Context: an optimization exercise on an open-source flow, tuned for small area and a short achievable clock period. The choices shown serve that exercise and are no tape-out recipe. In this exercise RTL edits were held to simulation tests only and were not proved equivalent to the original. The series may have gaps, and a smaller design here may also do less where the tests do not look. No activity file was given, so power comes from the tool's default toggle rates.

==> flow/design.v, too long to show whole: its modules and the start of the top module <==
// module FLOAT_MUL: 5360 lines
// module FA: 4 lines
// module HA: 4 lines
module FLOAT_MUL (
    input [63:0] num1,
    input [63:0] num2,
    input clk,
    input rstn,
    output [63:0] result,
    input valid,
    output ready
);
  // ...
==> flow/run.sh <==
#!/bin/bash
# synth_recipe.tcl (not shown) runs the flow's synth.tcl, then flattens the netlist and writes it again
# the make line also repeats each setting of config.mk as NAME=value (left out here)
make -C /OpenROAD-flow-scripts/flow DESIGN_CONFIG=/design/flow/config.mk WORK_HOME=/design/flow/orfs CLKGATE_MAP_FILE= SYNTH_SCRIPT=/design/flow/synth_recipe.tcl finish
==> flow/config.mk <==
export PLATFORM = sky130hd
export DESIGN_NAME = FLOAT_MUL
export DESIGN_NICKNAME = FLOAT_MUL
export VERILOG_FILES = /design/flow/design.v
export SDC_FILE = /design/flow/constraint.sdc
export NUM_CORES = 8
export LEC_CHECK = 0
export ABC_AREA = 1
export CAP_MARGIN = 20
export CORE_MARGIN = 2
export CORE_UTILIZATION = 45
export CTS_CLUSTER_DIAMETER = 100
export CTS_CLUSTER_SIZE = 20
export PLACE_DENSITY = 0.5
export SETUP_SLACK_MARGIN = 5
export SLEW_MARGIN = 20
export SYNTH_HIERARCHICAL = 1
export SYNTH_MINIMUM_KEEP_SIZE = 0
==> flow/constraint.sdc <==
create_clock -name core_clock -period 8.0 [get_ports {clk}]
set_input_delay 1.6000 -clock core_clock [delete_from_list [all_inputs] [get_ports {clk}]]
set_output_delay 1.6000 -clock core_clock [all_outputs]
set_load 0.01 [all_outputs]
Run 1, I/O nets highlighted:
Scale bar: 100 um.
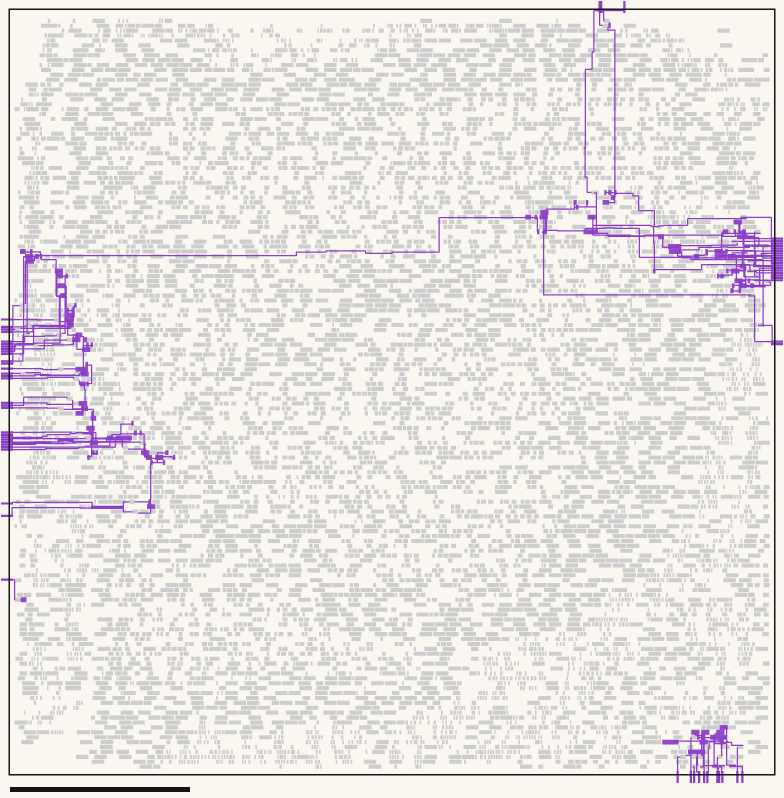
[num2] purple | bits: 64 | direction: input | edge: 30 west, 20 east, 11 south, 3 north | end cells: 137 | buffers: 64 | wire: 4540 um

Run 1, routed metal, one colour a layer:
Only two layers are drawn.
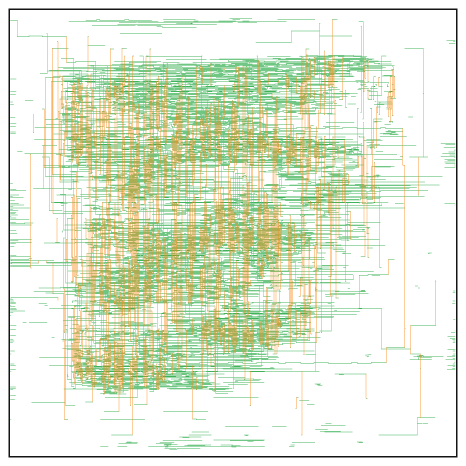
[met4] orange | wire length: 34.5 mm
[met3] green | wire length: 65.5 mm
WL/cell: 37.4 um
gr usage total: 0.418
final WL: 388000 um
vias: 74600

Run 1, signal routing as the flow saved it:
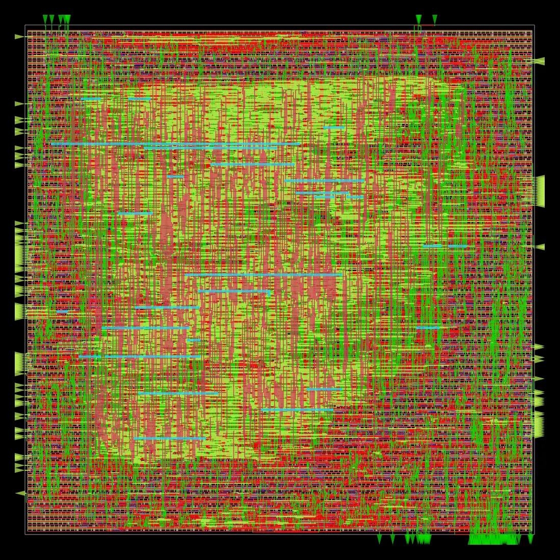
max layer used: met5
met1 wire length: 143000 um
metal2 WL: 144000 um

Run 1, pin map:
Pins as bars across the die edge, other pins in grey.
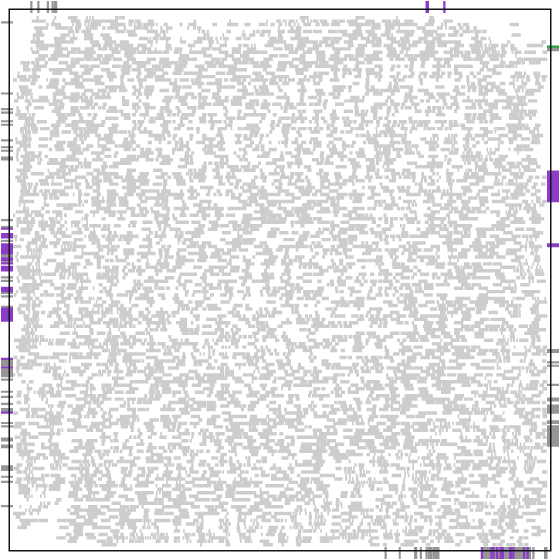
[num2] purple | pins: 64 | direction: input | edge: 30 west, 20 east, 11 south, 3 north
[valid] green | pins: 1 | direction: input | edge: east
all pins by edge: 79 west, 59 south, 49 east, 9 north
Die Ht: 424 um
Die W: 424 um
port bufs: 195

==> summary.md, run 1 <==
| Metric | Value |
|---|---|
| Pre-CTS WS | 3.53 ns |
| Nets | 9318 |
| CTS H-tree lvls | 3 |
| Endpoint class of the critical path | flip-flop |
| Post-Syn Nets | 9763 |
| Seq cells post-synth | 1065 |
| Detail Placement HPWL | 237000 um |
| Starting Density | 0.454 |
| Hold_ws | just over 0.3 ns |
| CTS tree | built |
| Data required, critical path | 8.64 ns |
| Final ANT Viol Nets | 0 |
| Synth top area share | 0.268 |
| Post-Route Setup TNS | 0 ns |
| Post-route cell area | about 86000 sq um |
| Worst-path clk slew | around 0.090 ns |
| Total CTS buffers | 69 |
| Peak Freq | 315 MHz |
| Placed Instance Area | 82200 sq um |
| Synthesized instance count | 8442 |
| Vias in the first global route | 72400 |
| Clock Sinks | about 1100 |
| Outcome | timing/DRC/antenna clean |
| Post-synth top area cell | dfxtp_1 |
| Post-synthesis mux area share | 0.000126 |
| Final clock skew | 0.0425 ns |
| First-pass GRT wire length | 539000 um |
| Final Max Tran Viols | 0 |
| Synth Flop Type | dfxtp_1 |
| Power Dens Cells | 496 nW/um^2 |
| Tmin final | around 3.2 ns |
| Non-Filler Instances | 10400 |
| Hold Path Depth | 0 |
| IO Count | 196 |
| Met2 usage | 0.542 |
| Vias/cell | 7.19 |
| R2R Setup Slk | 4.82 ns |
| CTS root buffer | clkbuf_16 |
| HP Class | reg -> reg |
| Initial antenna violation count | 32 |
| Synth cell types | 56 |
| Detailed Route Iter0 Violations | 13000 |
| FP Rows | 153 |
| Post-synthesis xor/xnor area fraction | 0.114 |
| Final Hold Fails | 0 |
| WL met3 | 65500 um |
| Critical path class | reg -> reg |
| Number of flops mapped to enable cells by yosys | 0 |
| Syn_area_per_cell | 9.38 sq um |
| Pleak | 34.2 nW |
| Final core occ | 0.494 |
| Cell Area, Synth | 79200 sq um |
| Global placer's final weighted congestion | 0.951 |
| FFs w/ async S/R, synth | 0.00469 |
| Filler cell count | 16200 |
| Tot Pwr | 42.8 mW |
| Core footprint | approximately 170000 sq um |
| RSZ-0062 raised after global routing | yes |
| DRT Pass-1 Iters | 11 |
| Register area share after synthesis | 0.270 |
| Top post-synthesis cells by area | dfxtp_1, fa_1, xor2_1 |
| Compound-Gate Fraction of Synth Area | 0.202 |
| Main combinational cell family by area after synthesis | adder cells |
| Worst Reg2Reg Path Length in Cells | 6 |
| Share of post-route cells with drive strength above 1 | 0.0865 |
| # DRC | 0 |
## run 1: report_power, final
part           internal, mW  total, mW  switching [mW]
registers              8.28       10.4            2.11
logic                  11.1       28.4            17.3
clock network          1.87       3.96            2.10
total                  21.2       42.8            21.5
## run 1: Yosys cell counts, types with 4 or more instances
library cell  instances
xor2_1              986
o22ai_1             907
a21boi_0             15
o21bai_1             16
nand2_2               6
o221ai_1             19
nand2_1             764
nand3_1             211
o21ai_2               4
nand4_1              42
clkbuf_1            667
nand3b_1              4
nor2_4                6
nor3_1               27
dfxtp_1            1060
nor2_2                8
a21o_1                9
fa_1                825
inv_2                69
a21oi_1             211
dfrtp_1               5
a221oi_1            891
buf_4                 8
buf_2                 9
a211oi_1              5
buf_6                 7
nor2_1              246
nor4_1               64
buf_1               217
xnor2_1              41
ha_1                365
o21ai_0             122
inv_1               503
o21ai_1              15
a31oi_1              20
clkinv_1             39
## run 1: critical path, cell delays in order, from the launching register on
cell	delay (ns)
dfxtp_4	0.79
inv_8	0.28
o22ai_1	0.32
a221oi_2	0.10
xor2_1	0.22
fa_1	0.72
fa_1	0.47
## run 1: layout by cell type (no fill, tap or decap), drive strengths merged, types with 5 or more instances in the layout
master	n
clkdlybuf4s50	77
clkdlybuf4s15	42
nor3	30
dfrtp	5
nor2	261
o22ai	907
clkbuf	113
a21o	9
nor4	65
nand4	42
inv	580
o21ai	141
a221oi	891
nand2	772
xnor2	41
nand3	214
a31oi	20
xor2	986
o21bai	16
bufinv	5
o221ai	19
dfxtp	1060
clkinv	44
a21boi	15
buf	193
ha	365
dlymetal6s2s	17
a21oi	211
diode	26
a211oi	5
dlygate4sd2	27
fa	825
## run 1: timing repair
action / CTS / global route
pin swaps: 8 / 25
setup buffers: 8 / 17
hold endpoints to repair: 0 / 0
hold buffers: 0 / 0
setup endpoints to repair: 649 / 382
gates resized for setup: 421 / 260
cloned: 2 / 4
## run 1: layout make-up
type | instances | area, sq um | share of cell area
clock buffers | 81 | 1880 | 0.0218
flip-flops and latches | 1065 | 21600 | 0.251
repair buffers | 389 | 3880 | 0.0451
well taps | 2325 | 2910 | 0.0337
repair inverters | 2 | 10.0 | 0.000116
inverters | 611 | 2680 | 0.0311
multi-input cells | 5859 | 52800 | 0.613
clock inverters | 20 | 330 | 0.00383
diodes | 26 | 65.1 | 0.000755
==> inputs of run 2 (changes only) <==
==> flow/flow/run.sh (new file) <==
#!/bin/bash
# Own layout flow: the standard ORFS flow (standard.sh, unchanged synthesis), except that
# the buffer every input and output port gets is a plain buffer (sky130 buf_2) instead of the
# delay cell buffer_ports picks by default. Each step's full output goes to a log of its own.
set -euo pipefail
cd "$(dirname "$0")/.."
bash standard.sh synth > log_synth.txt 2>&1
bash standard.sh "BUFFER_PORTS_ARGS=-buffer_cell sky130_fd_sc_hd__buf_2" finish > log_layout.txt 2>&1
test -s out/final.def
==> flow/standard.sh (new file) <==
#!/bin/bash
# synth_recipe.tcl (not shown) runs the flow's synth.tcl, then flattens the netlist and writes it again
# the make line also repeats each setting of config.mk as NAME=value (left out here)
make -C /OpenROAD-flow-scripts/flow DESIGN_CONFIG=/design/flow/config.mk WORK_HOME=/design/flow/orfs CLKGATE_MAP_FILE= SYNTH_SCRIPT=/design/flow/synth_recipe.tcl "${@:-finish}"
removed: flow/run.sh
==> summary.md, run 2 <==
| Metric | Value |
|---|---|
| Outcome | timing/DRC/antenna clean |
| Worst Reg2Reg Path Length in Cells | 4 |
| Most common cell after layout, fill and taps aside | xor2_1 |
| Total CTS buffers | between 60 and 70 |
| Endpoint class of the critical path | flip-flop |
| Share of post-route cells with drive strength above 1 | 0.0962 |
| Seq cells post-synth | around 1100 |
| Critical Path Start Type | flip-flop |
| Worst path slowest cell | o21ai_0 |
| Detailed Route Iter0 Violations | 12900 |
| FFs w/ async S/R, synth | 0.00469 |
| Die W | between 400 and 500 um |
| Pleak | 33.9 nW |
| Die Ht | around 420 um |
| Vias | roughly 75000 |
| Final Hold Fails | 0 |
| # DRC | 0 |
| Final WL | 383000 um |
| Worst-path clk slew | around 0.080 ns |
| FP Rows | around 150 |
| Top post-synthesis cells by area | dfxtp_1, fa_1, xor2_1 |
| Gate power share | 0.668 |
| Placed Instance Area | 81400 sq um |
| Post-synth top area cell | dfxtp_1 |
| Critical path class | reg -> reg |
| Core footprint | ~170000 sq um |
| Post-Syn Nets | 9763 |
| Post-route cell area | 84900 sq um |
| Register area share after synthesis | 0.270 |
| Power Dens Cells | 496 nW/um^2 |
| Starting Density | 0.454 |
| Clock Tree Buf Depth | 3 |
| Hold Path Depth | 0 |
| Most frequent cells in the layout | xor2_1, dfxtp_1, o22ai_1 |
| DRT Pass-1 Iters | 14 |
| Post-Route Setup TNS | 0 ns |
| Vias/cell | 7.21 |
| Peak Freq | about 320 MHz |
| Synth top area share | 0.268 |
| Final ANT Viol Nets | 0 |
| Clk pwr share | 0.090 |
| Nets | about 9300 |
| R2R Setup Slk | 4.88 ns |
| Final core occ | 0.487 |
| Initial antenna violation count | 30 |
| WL/cell | 36.9 um |
| Sw frac | 0.505 |
| Final Max Tran Viols | 0 |
| Max incr delay on CP | around 0.84 ns |
| Commonest cells post-synth | dfxtp_1, xor2_1, o22ai_1 |
| Syn_area_per_cell | 9.38 sq um |
| CTS tree | built |
| Detail Placement HPWL | 238000 um |
| RSZ-0062 raised after global routing | yes |
| CTS root buffer | clkbuf_16 |
| Clock Sinks | 1065 |
| Synth Flop Type | dfxtp_1 |
| Synthesized instance count | 8442 |
| Switching pwr | 21.3 mW |
| Internal cell power | 20.9 mW |
| Data required, critical path | approximately 8.6 ns |
| Global placer's final weighted congestion | roughly 0.98 |
| Tot Pwr | 42.1 mW |
| CTS H-tree lvls | 3 |
run 2: cell counts after synthesis:
Identical to the previous run, type by type.
run 2: power groups by stage:
stage | Combinational [mW] | Clock (mW) | Sequential, mW
global route | 30.6 | 4.05 | 10.3
finish | 28.1 | 3.78 | 10.2
CTS | 27.2 | 3.86 | 10.1
global placement | 26.8 | 0 | 10.2
floorplan | 16.4 | 0 | 9.26
detailed placement | 27.0 | 0 | 10.2
run 2: what timing repair did:
action / in CTS / in global routing
gates resized for setup: 204 / 175
hold buffers: 0 / 0
cloned: 0 / 1
setup buffers: 2 / 8
hold endpoints to repair: 0 / 0
setup endpoints to repair: 476 / 232
pin swaps: 2 / 5
run 2: final cells by class:
class	instances	area, sq um	area share
Antenna cell	36	90.1	0.00106
Clock buffer	80	1810	0.0213
Clock inverter	20	233	0.00274
Inverter	611	2670	0.0315
Multi-Input combinational cell	5858	52500	0.618
Sequential cell	1065	21600	0.254
Tap cell	2325	2910	0.0343
Timing Repair Buffer	400	3110	0.0366
run 2: layer usage:
layer / vias to the layer above / part of all wire / GRT usage / wire (um)
met5: - / 0.0019 / 0.0355 / 734
met4: 40 / 0.086 / 0.261 / 33100
met3: 2301 / 0.17 / 0.236 / 64600
met2: 7239 / 0.37 / 0.536 / 142000
met1: 36300 / 0.37 / 0.513 / 143000
li1: 29000 / - / - / -
run 2: per-stage QoR:
stage | std cells | setup slack, ns | hold slack, ns
after floorplan | 8442 | 4.71 | 0.310
after global placement | 10200 | 3.55 | 0.310
after detailed placement | 10200 | 3.58 | 0.312
after CTS | 10400 | 5.00 | 0.323
after global routing | 10400 | 4.93 | 0.334
final | 10400 | 4.88 | 0.322
run 2: kinds of logic (layout without fill, tap and decap cells):
family,Yosys count,in the layout,share of synthesized area
AO/OA/AOI/OAI,2244,2244,0.202
XOR/XNOR,1027,1027,0.114
adder cells (fa/ha/maj),1190,1190,0.266
buffers and inverters,1519,1111,0.0732
flip-flops,1065,1065,0.270
multiplexers,1,1,0.000126
other,1,37,0.0000473
AND/OR/NAND/NOR,1395,1395,0.0758
run 2: critical path: cells and delay by family (launching register included):
kind | cells | cell delay (ns)
buffers and inverters | 2 | 1.02
AOI/OAI and AO/OA | 1 | 0.84
DFF | 1 | 0.56
adders and majority gates | 1 | 0.53
Run 2, signal routing as the flow saved it:
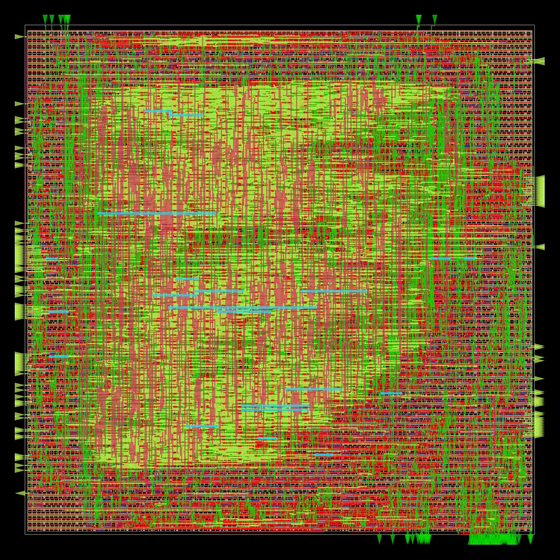
metal2 WL: 142000 um
gr usage total: 0.413

Run 2, I/O nets highlighted:
Scale bar: 100 um.
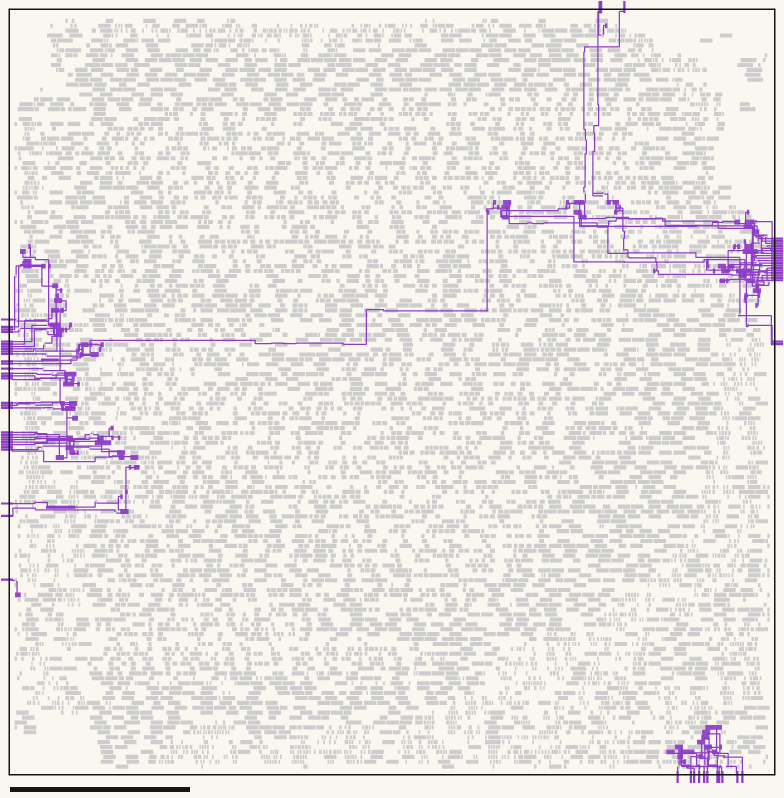
[num2] purple | bits: 64 | direction: input | edge: 30 west, 20 east, 11 south, 3 north | end cells: 137 | buffers: 64 | wire: 4280 um
IO Count: 196

==> inputs of run 3 (changes only) <==
==> flow/flow/run.sh (replaced) <==
#!/bin/bash
# Own layout flow: the standard ORFS flow (standard.sh, unchanged synthesis) with two changes:
#  - the buffer every input and output port gets is a plain buffer (sky130 buf_2) instead of the
#    delay cell buffer_ports picks by default;
#  - the timing repair after global routing aims 0.2 ns further below the clock period than the
#    earlier repairs (SETUP_SLACK_MARGIN 5.2 instead of 5), to cover what detailed routing adds.
# The clock, constraints and everything else are the standard flow's. Each step's full output
# goes to a log of its own here (and ORFS's own per-stage logs under orfs/logs).
set -euo pipefail
cd "$(dirname "$0")/.."
PB="BUFFER_PORTS_ARGS=-buffer_cell sky130_fd_sc_hd__buf_2"
bash standard.sh synth > log_synth.txt 2>&1
bash standard.sh "$PB" cts > log_place_cts.txt 2>&1
bash standard.sh "$PB" SETUP_SLACK_MARGIN=5.2 finish > log_route_finish.txt 2>&1
test -s out/final.def
==> summary.md, run 3 <==
| Metric | Value |
|---|---|
| Outcome | timing/DRC/antenna clean |
| Final clock skew | between 0.04 and 0.05 ns |
| Pleak | 35.2 nW |
| Final Max Tran Viols | 0 |
| Post-Synth Adder-Cell Area | 0.266 |
| CTS tree | built |
| Post-Route Setup TNS | 0 ns |
| Synth cell types | 56 |
| Sw frac | 0.503 |
| Gate power share | 0.677 |
| Hold Path Depth | 0 |
| Worst-path clk slew | 0.09 ns |
| Detail Placement HPWL | 238000 um |
| Vias/cell | 7.30 |
| Gr usage total | 0.413 |
| Core footprint | 174000 sq um |
| Top post-synthesis cells by area | dfxtp_1, fa_1, xor2_1 |
| WL/cell | around 38 um |
| Final Hold Fails | 0 |
| Simple-gate portion of the synthesized area | 0.0758 |
| Most frequent cells in the layout | xor2_1, dfxtp_1, o22ai_1 |
| CTS root buffer | clkbuf_16 |
| Total CTS buffers | 69 |
| Synthesized instance count | 8442 |
| Tmin final | 2.93 ns |
| Clock Tree Buf Depth | 3 |
| Die Ht | 424 um |
| HP Class | reg -> reg |
| Clk pwr share | 0.088 |
| Synth top area share | 0.268 |
| Peak Freq | around 340 MHz |
| Vias in the first global route | 72300 |
| Critical path class | reg -> reg |
| Post-synth top area cell | dfxtp_1 |
| Power Dens Cells | about 500 nW/um^2 |
| Filler cell count | 16100 |
| Top-count cell post-synth | dfxtp_1 |
| Clock Sinks | roughly 1100 |
| Post-Syn Nets | 9763 |
| Syn_area_per_cell | 9.38 sq um |
| Seq cells post-synth | 1065 |
| Initial antenna violation count | 34 |
| Endpoint class of the critical path | flip-flop |
| Hold Buf Count CTS | 0 |
| Vias | 76500 |
| First-pass GRT wire length | 534000 um |
| Die W | 424 um |
| RSZ-0062 raised after global routing | yes |
| Synth Flop Type | dfxtp_1 |
| Data required, critical path | 8.64 ns |
| Detailed Route Iter0 Violations | about 14000 |
| Post-synthesis mux area share | 0.000126 |
| DRT Pass-1 Iters | 19 |
| Switching pwr | 21.7 mW |
| Global placer's final weighted congestion | 0.981 |
| Register area share after synthesis | 0.270 |
| Main combinational cell family by area after synthesis | adder cells |
| Final core occ | 0.504 |
| Cell Area, Synth | between 70000 and 80000 sq um |
| Nets | 9424 |
| FP Rows | between 150 and 200 |
| Compound-Gate Fraction of Synth Area | 0.202 |
| Share of power burned in registers | 0.236 |
==> run 3: cell counts after synthesis <==
Identical to the previous run, type by type.
==> run 3: final cells by class <==
class / instances / area (sq um) / share of cell area
Multi-Input combinational cell: 5860 / 53000 / 0.604
Sequential cell: 1065 / 21600 / 0.246
Timing Repair Buffer: 495 / 5070 / 0.0577
Inverter: 611 / 3050 / 0.0347
Tap cell: 2325 / 2910 / 0.0331
Clock buffer: 80 / 1810 / 0.0206
Clock inverter: 20 / 233 / 0.00265
Antenna cell: 36 / 90.1 / 0.00103
Timing Repair inverter: 1 / 5.00 / 0.0000570
==> run 3: per-stage QoR <==
stage | total power [mW] | hold slack, ns | cell area, sq um | setup WS [ns]
detailed placement | 37.2 | 0.312 | 81400 | 3.58
finish | 43.2 | 0.323 | 87800 | 5.07
global route | 45.9 | 0.335 | 87800 | 5.08
CTS | 41.1 | 0.323 | 84100 | 5.00
global placement | 37.0 | 0.310 | 81400 | 3.55
floorplan | 25.6 | 0.310 | 79400 | 4.71
==> run 3: power by group through the flow <==
| stage | logic, mW | registers [mW] | clock network (mW) |
|---|---|---|---|
| floorplan | 16.4 | 9.26 | 0 |
| global placement | 26.8 | 10.2 | 0 |
| detailed placement | 27.0 | 10.2 | 0 |
| CTS | 27.2 | 10.1 | 3.86 |
| global route | 31.6 | 10.3 | 4.05 |
| finish | 29.2 | 10.2 | 3.79 |
==> run 3: what timing repair did <==
item,CTS,global route
setup endpoints to repair,476,594
setup buffers,2,87
pin swaps,2,43
resized for setup,204,673
cloned,0,20
hold endpoints to repair,0,0
==> run 3: worst max-delay path, stage by stage, from the launching register on <==
cell	delay, ns
dfxtp_2	1.06
a221oi_1	0.27
xor2_1	0.23
fa_1	0.63
fa_1	0.58
==> run 3: cells by family after synthesis <==
kind of cell	Yosys count
AOI/OAI and AO/OA	2244
buffers and inverters	1519
other	1
xor gates and xnor gates	1027
DFF	1065
and+or+nand+nor	1395
muxes	1
adders and majority gates	1190
==> run 3: metal layers <==
layer / up-vias / global-route usage / wire length, um
met4: 61 / 0.261 / 39100
met3: 2682 / 0.236 / 69000
met1: 36900 / 0.513 / 145000
met2: 7678 / 0.536 / 144000
li1: 29300 / - / -
met5: - / 0.0355 / 1340
Run 3, a small window of the routed layout:
Scale bar: 20 um. Window x 293 to 343, y 81 to 131 um. Cells in grey, sequential cells in the stronger grey; small squares are vias.
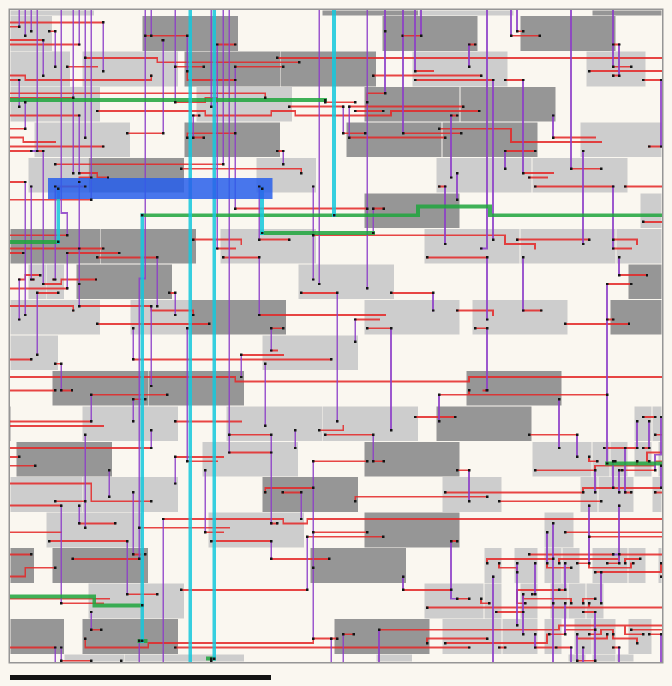
[met1] red
[met2] purple
[met3] green
[met5] blue
[met4] cyan
cells with their middle in the window: 91
most frequent: dfxtp_1 (30), fa_1 (27), nand2_1 (9)
sequential cells in the window: 30

Run 3, pin map:
Pins as bars across the die edge, other pins in grey.
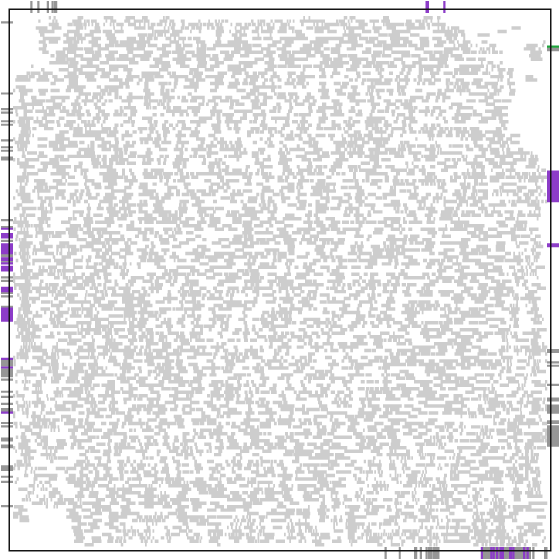
[valid] green | pins: 1 | direction: input | edge: east
[num2] purple | pins: 64 | direction: input | edge: 30 west, 20 east, 11 south, 3 north

==> inputs of run 4 (changes only) <==
--- a/flow/config.mk
+++ b/flow/config.mk
@@ -8,10 +8,10 @@
 export ABC_AREA = 1
 export CAP_MARGIN = 20
 export CORE_MARGIN = 2
-export CORE_UTILIZATION = 45
+export CORE_UTILIZATION = 40
 export CTS_CLUSTER_DIAMETER = 100
 export CTS_CLUSTER_SIZE = 20
-export PLACE_DENSITY = 0.5
+export PLACE_DENSITY = 0.45
 export SETUP_SLACK_MARGIN = 5
 export SLEW_MARGIN = 20
 export SYNTH_HIERARCHICAL = 1
==> summary.md, run 4 <==
| Metric | Value |
|---|---|
| Outcome | timing/DRC/antenna clean |
| Final Hold Fails | 0 |
| Hold_ws | 0.329 ns |
| Maxcap violations | 0 |
| Worst slew pin tran | 1.36 ns |
| Synth top area share | 0.268 |
| Final core occ | 0.451 |
| Hold Path Depth | 0 |
| Core footprint | 197000 sq um |
| Grt total ovfl | 0 |
| Final Max Tran Viols | 0 |
| Met2 usage | 0.514 |
| Starting Density | 0.402 |
| RSZ-0062 raised after global routing | yes |
| Port bufs | 195 |
| Global placer's final weighted congestion | 0.946 |
| FP Rows | 163 |
| Data required, critical path | 8.65 ns |
| Number of flops mapped to enable cells by yosys | 0 |
| Post-Route Setup TNS | 0 ns |
| Clock Tree Buf Depth | 3 |
| Most used routing layer | met2 |
| Die W | 449 um |
| Worst-path clk slew | 0.09 ns |
| Top-count cell post-synth | dfxtp_1 |
| Tot Pwr | about 44 mW |
| Seq cells post-synth | 1065 |
| Area Overhead vs Synth | 12.3% |
| Skew-Pair Late Insertion Delay | just under 0.8 ns |
| HP Class | reg -> reg |
| Max reg flops | 64 |
| Tmin final | 2.97 ns |
| GRT met1 Usage | 0.492 |
| Detailed Route Iter0 Violations | 14300 |
| # DRC | 0 |
| Power Dens Cells | roughly 500 nW/um^2 |
| Critical path class | reg -> reg |
| Most frequent cells in the layout | xor2_1, o22ai_1, dfxtp_1 |
| VDD IR max | 0.669 mV |
| Die area | ~200000 sq um |
| Commonest cells post-synth | dfxtp_1, xor2_1, o22ai_1 |
| Final ANT Viol Nets | 0 |
| Global routing met3 resource utilization | 0.216 |
| Share of post-route cells with drive strength above 1 | 0.132 |
| WP data arrival | between 3 and 4 ns |
| Vias in the first global route | 72100 |
| Synth Warn # | 7 |
| Slew margin rel. | 0.0933 |
| Final clock skew | 0.0557 ns |
| R2R Setup Slk | 5.03 ns |
| CTS H-tree lvls | 3 |
| Syn_area_per_cell | 9.38 sq um |
| Initial antenna violation count | 43 |
| Pre-CTS WS | ~3.7 ns |
| DRT Pass-1 Iters | 14 |
| Peak Freq | 337 MHz |
| Cell Area, Synth | 79200 sq um |
| CTS tree | built |
| Register area share after synthesis | 0.270 |
| Detail Placement HPWL | 247000 um |
| Post-Syn Nets | approximately 10000 |
| Most common cell after layout, fill and taps aside | xor2_1 |
| Worst setup margin | 5.03 ns |
| Synth cell types | 56 |
| Largest net degree at the start of global routing | 76 |
| Post-synth top area cell | dfxtp_1 |
| Final setup violating endpoints | 0 |
| Vias/cell | 7.16 |
| Nets | 9446 |
| Total CTS buffers | 70 |
| Synthesized instance count | 8442 |
| Synth Flop Type | dfxtp_1 |
| Top post-synthesis cells by area | dfxtp_1, fa_1, xor2_1 |
| Hold Buf Count CTS | 0 |
| Pleak | ~35 nW |
| CTS root buffer | clkbuf_16 |
| First-pass GRT wire length | 564000 um |
| Crit share post-route | 0.371 |
| Endpoint class of the critical path | flip-flop |
| Crit Path Max Fanout | 18 |
| Clock Sinks | 1065 |
| Critical Path Start Type | flip-flop |
| Die Ht | 449 um |
| Worst Reg2Reg Path Length in Cells | 4 |
| FFs w/ async S/R, synth | 0.00469 |
| IO Count | 196 |
[run 4: cells by family (layout without fill, tap and decap cells)]
kind of cell / Yosys count / after routing / synth area share
fa+ha+maj: 1190 / 1190 / 0.266
buf+inv: 1519 / 1237 / 0.0732
other cells: 1 / 42 / 0.0000473
mux: 1 / 1 / 0.000126
xor+xnor: 1027 / 1027 / 0.114
flops: 1065 / 1065 / 0.270
compound gates: 2244 / 2244 / 0.202
simple gates: 1395 / 1397 / 0.0758
[run 4: where the power goes]
group,internal [mW],switching (mW),total (mW),leakage [nW]
Clock,1.77,2.15,3.93,1.05
Sequential,8.29,2.25,10.5,9.02
Combinational,11.8,18.2,30.0,25.3
[run 4: final cells by class]
| cell class | count | area, sq um |
|---|---|---|
| diodes | 41 | 103 |
| clock buffers | 88 | 1880 |
| fillers | 18900 | 108000 |
| repair inverters | 2 | 16.3 |
| clock inverters | 21 | 275 |
| well taps | 2640 | 3300 |
| inverters | 611 | 2910 |
| repair buffers | 515 | 5560 |
| multi-input cells | 5860 | 53200 |
| flip-flops and latches | 1065 | 21700 |
[run 4: what timing repair did]
| item | in CTS | in global routing |
|---|---|---|
| endpoints found under the setup margin | 487 | 648 |
| gates cloned | 1 | 34 |
| pin swaps | 3 | 55 |
| resized for setup | 208 | 670 |
| buffers inserted | 1 | 106 |
[run 4: layer usage]
metal | share of wire | vias to the layer above
met5 | 0.0035 | -
met4 | 0.090 | 53
met3 | 0.17 | 2583
met2 | 0.37 | 7925
met1 | 0.37 | 37700
li1 | - | 29300
[run 4: critical path, cell delays in order, from the launching register on]
cell,delay (ns)
dfxtp_2,1.20
a221oi_1,0.29
xor2_1,0.29
fa_1,0.50
fa_1,0.51
[run 4: per-stage QoR]
| stage | area (sq um) | cells |
|---|---|---|
| final | 88900 | 10800 |
| after floorplan | 79400 | 8442 |
| after detailed placement | 81800 | 10600 |
| after CTS | 84600 | 10700 |
| after global placement | 81800 | 10600 |
| after global routing | 88800 | 10800 |
Run 4, signal routing as the flow saved it:
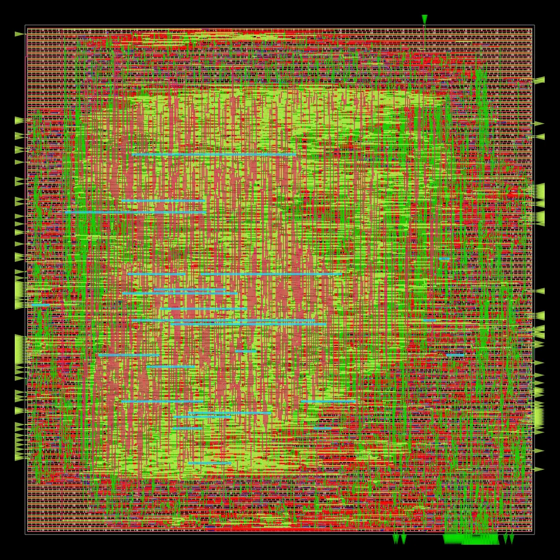
met1 wire length: 159000 um
metal2 WL: 159000 um
final WL: 433000 um
WL/cell: 40.0 um
WL met3: 75300 um

Run 4, routed metal, one colour a layer:
Only two layers are drawn.
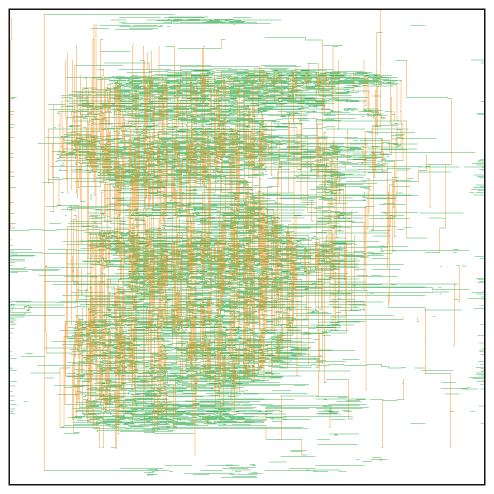
[met3] green | wire length: 75.3 mm
[met4] orange | wire length: 39.0 mm
vias: 77600
gr usage total: 0.390

==> what the ideal ports hide <==
How much do the figures lean on ideal ports? The routed layouts below were timed once more, with nothing changed but the port constraints.
Step 1 assumes that a clkbuf_16 drives the clock port and a buf_2 every other input.
Step 2 times the ports against the registers' clock, not the clock port: input delays grow and output delays shrink by t, the midpoint of the rising clock arrivals with the driver on.
Slacks: no drivers / after step 1 / after step 2; pairs: no drivers / after step 1.
run | t, ns | slack for setup (ns) | worst setup path at the end | latest minus earliest clock arrival (ns) | worst data-port slew with drivers (ns)
run 1 | 0.873 | 4.824 / 4.824 / 4.305 | input to register | 0.051 / 0.051 | 0.10
run 2 | 0.853 | 4.877 / 4.877 / 4.285 | input to register | 0.045 / 0.045 | 0.11
run 3 | 0.859 | 5.073 / 5.065 / 4.444 | input to register | 0.045 / 0.045 | 0.11
run 4 | 0.853 | 5.034 / 5.034 / 4.424 | input to register | 0.057 / 0.056 | 0.11
After both steps setup and hold are still met in every run listed. For run 3, which loses most, drivers alone change the setup slack by -0.008 ns; drivers and shift together by -0.629 ns.
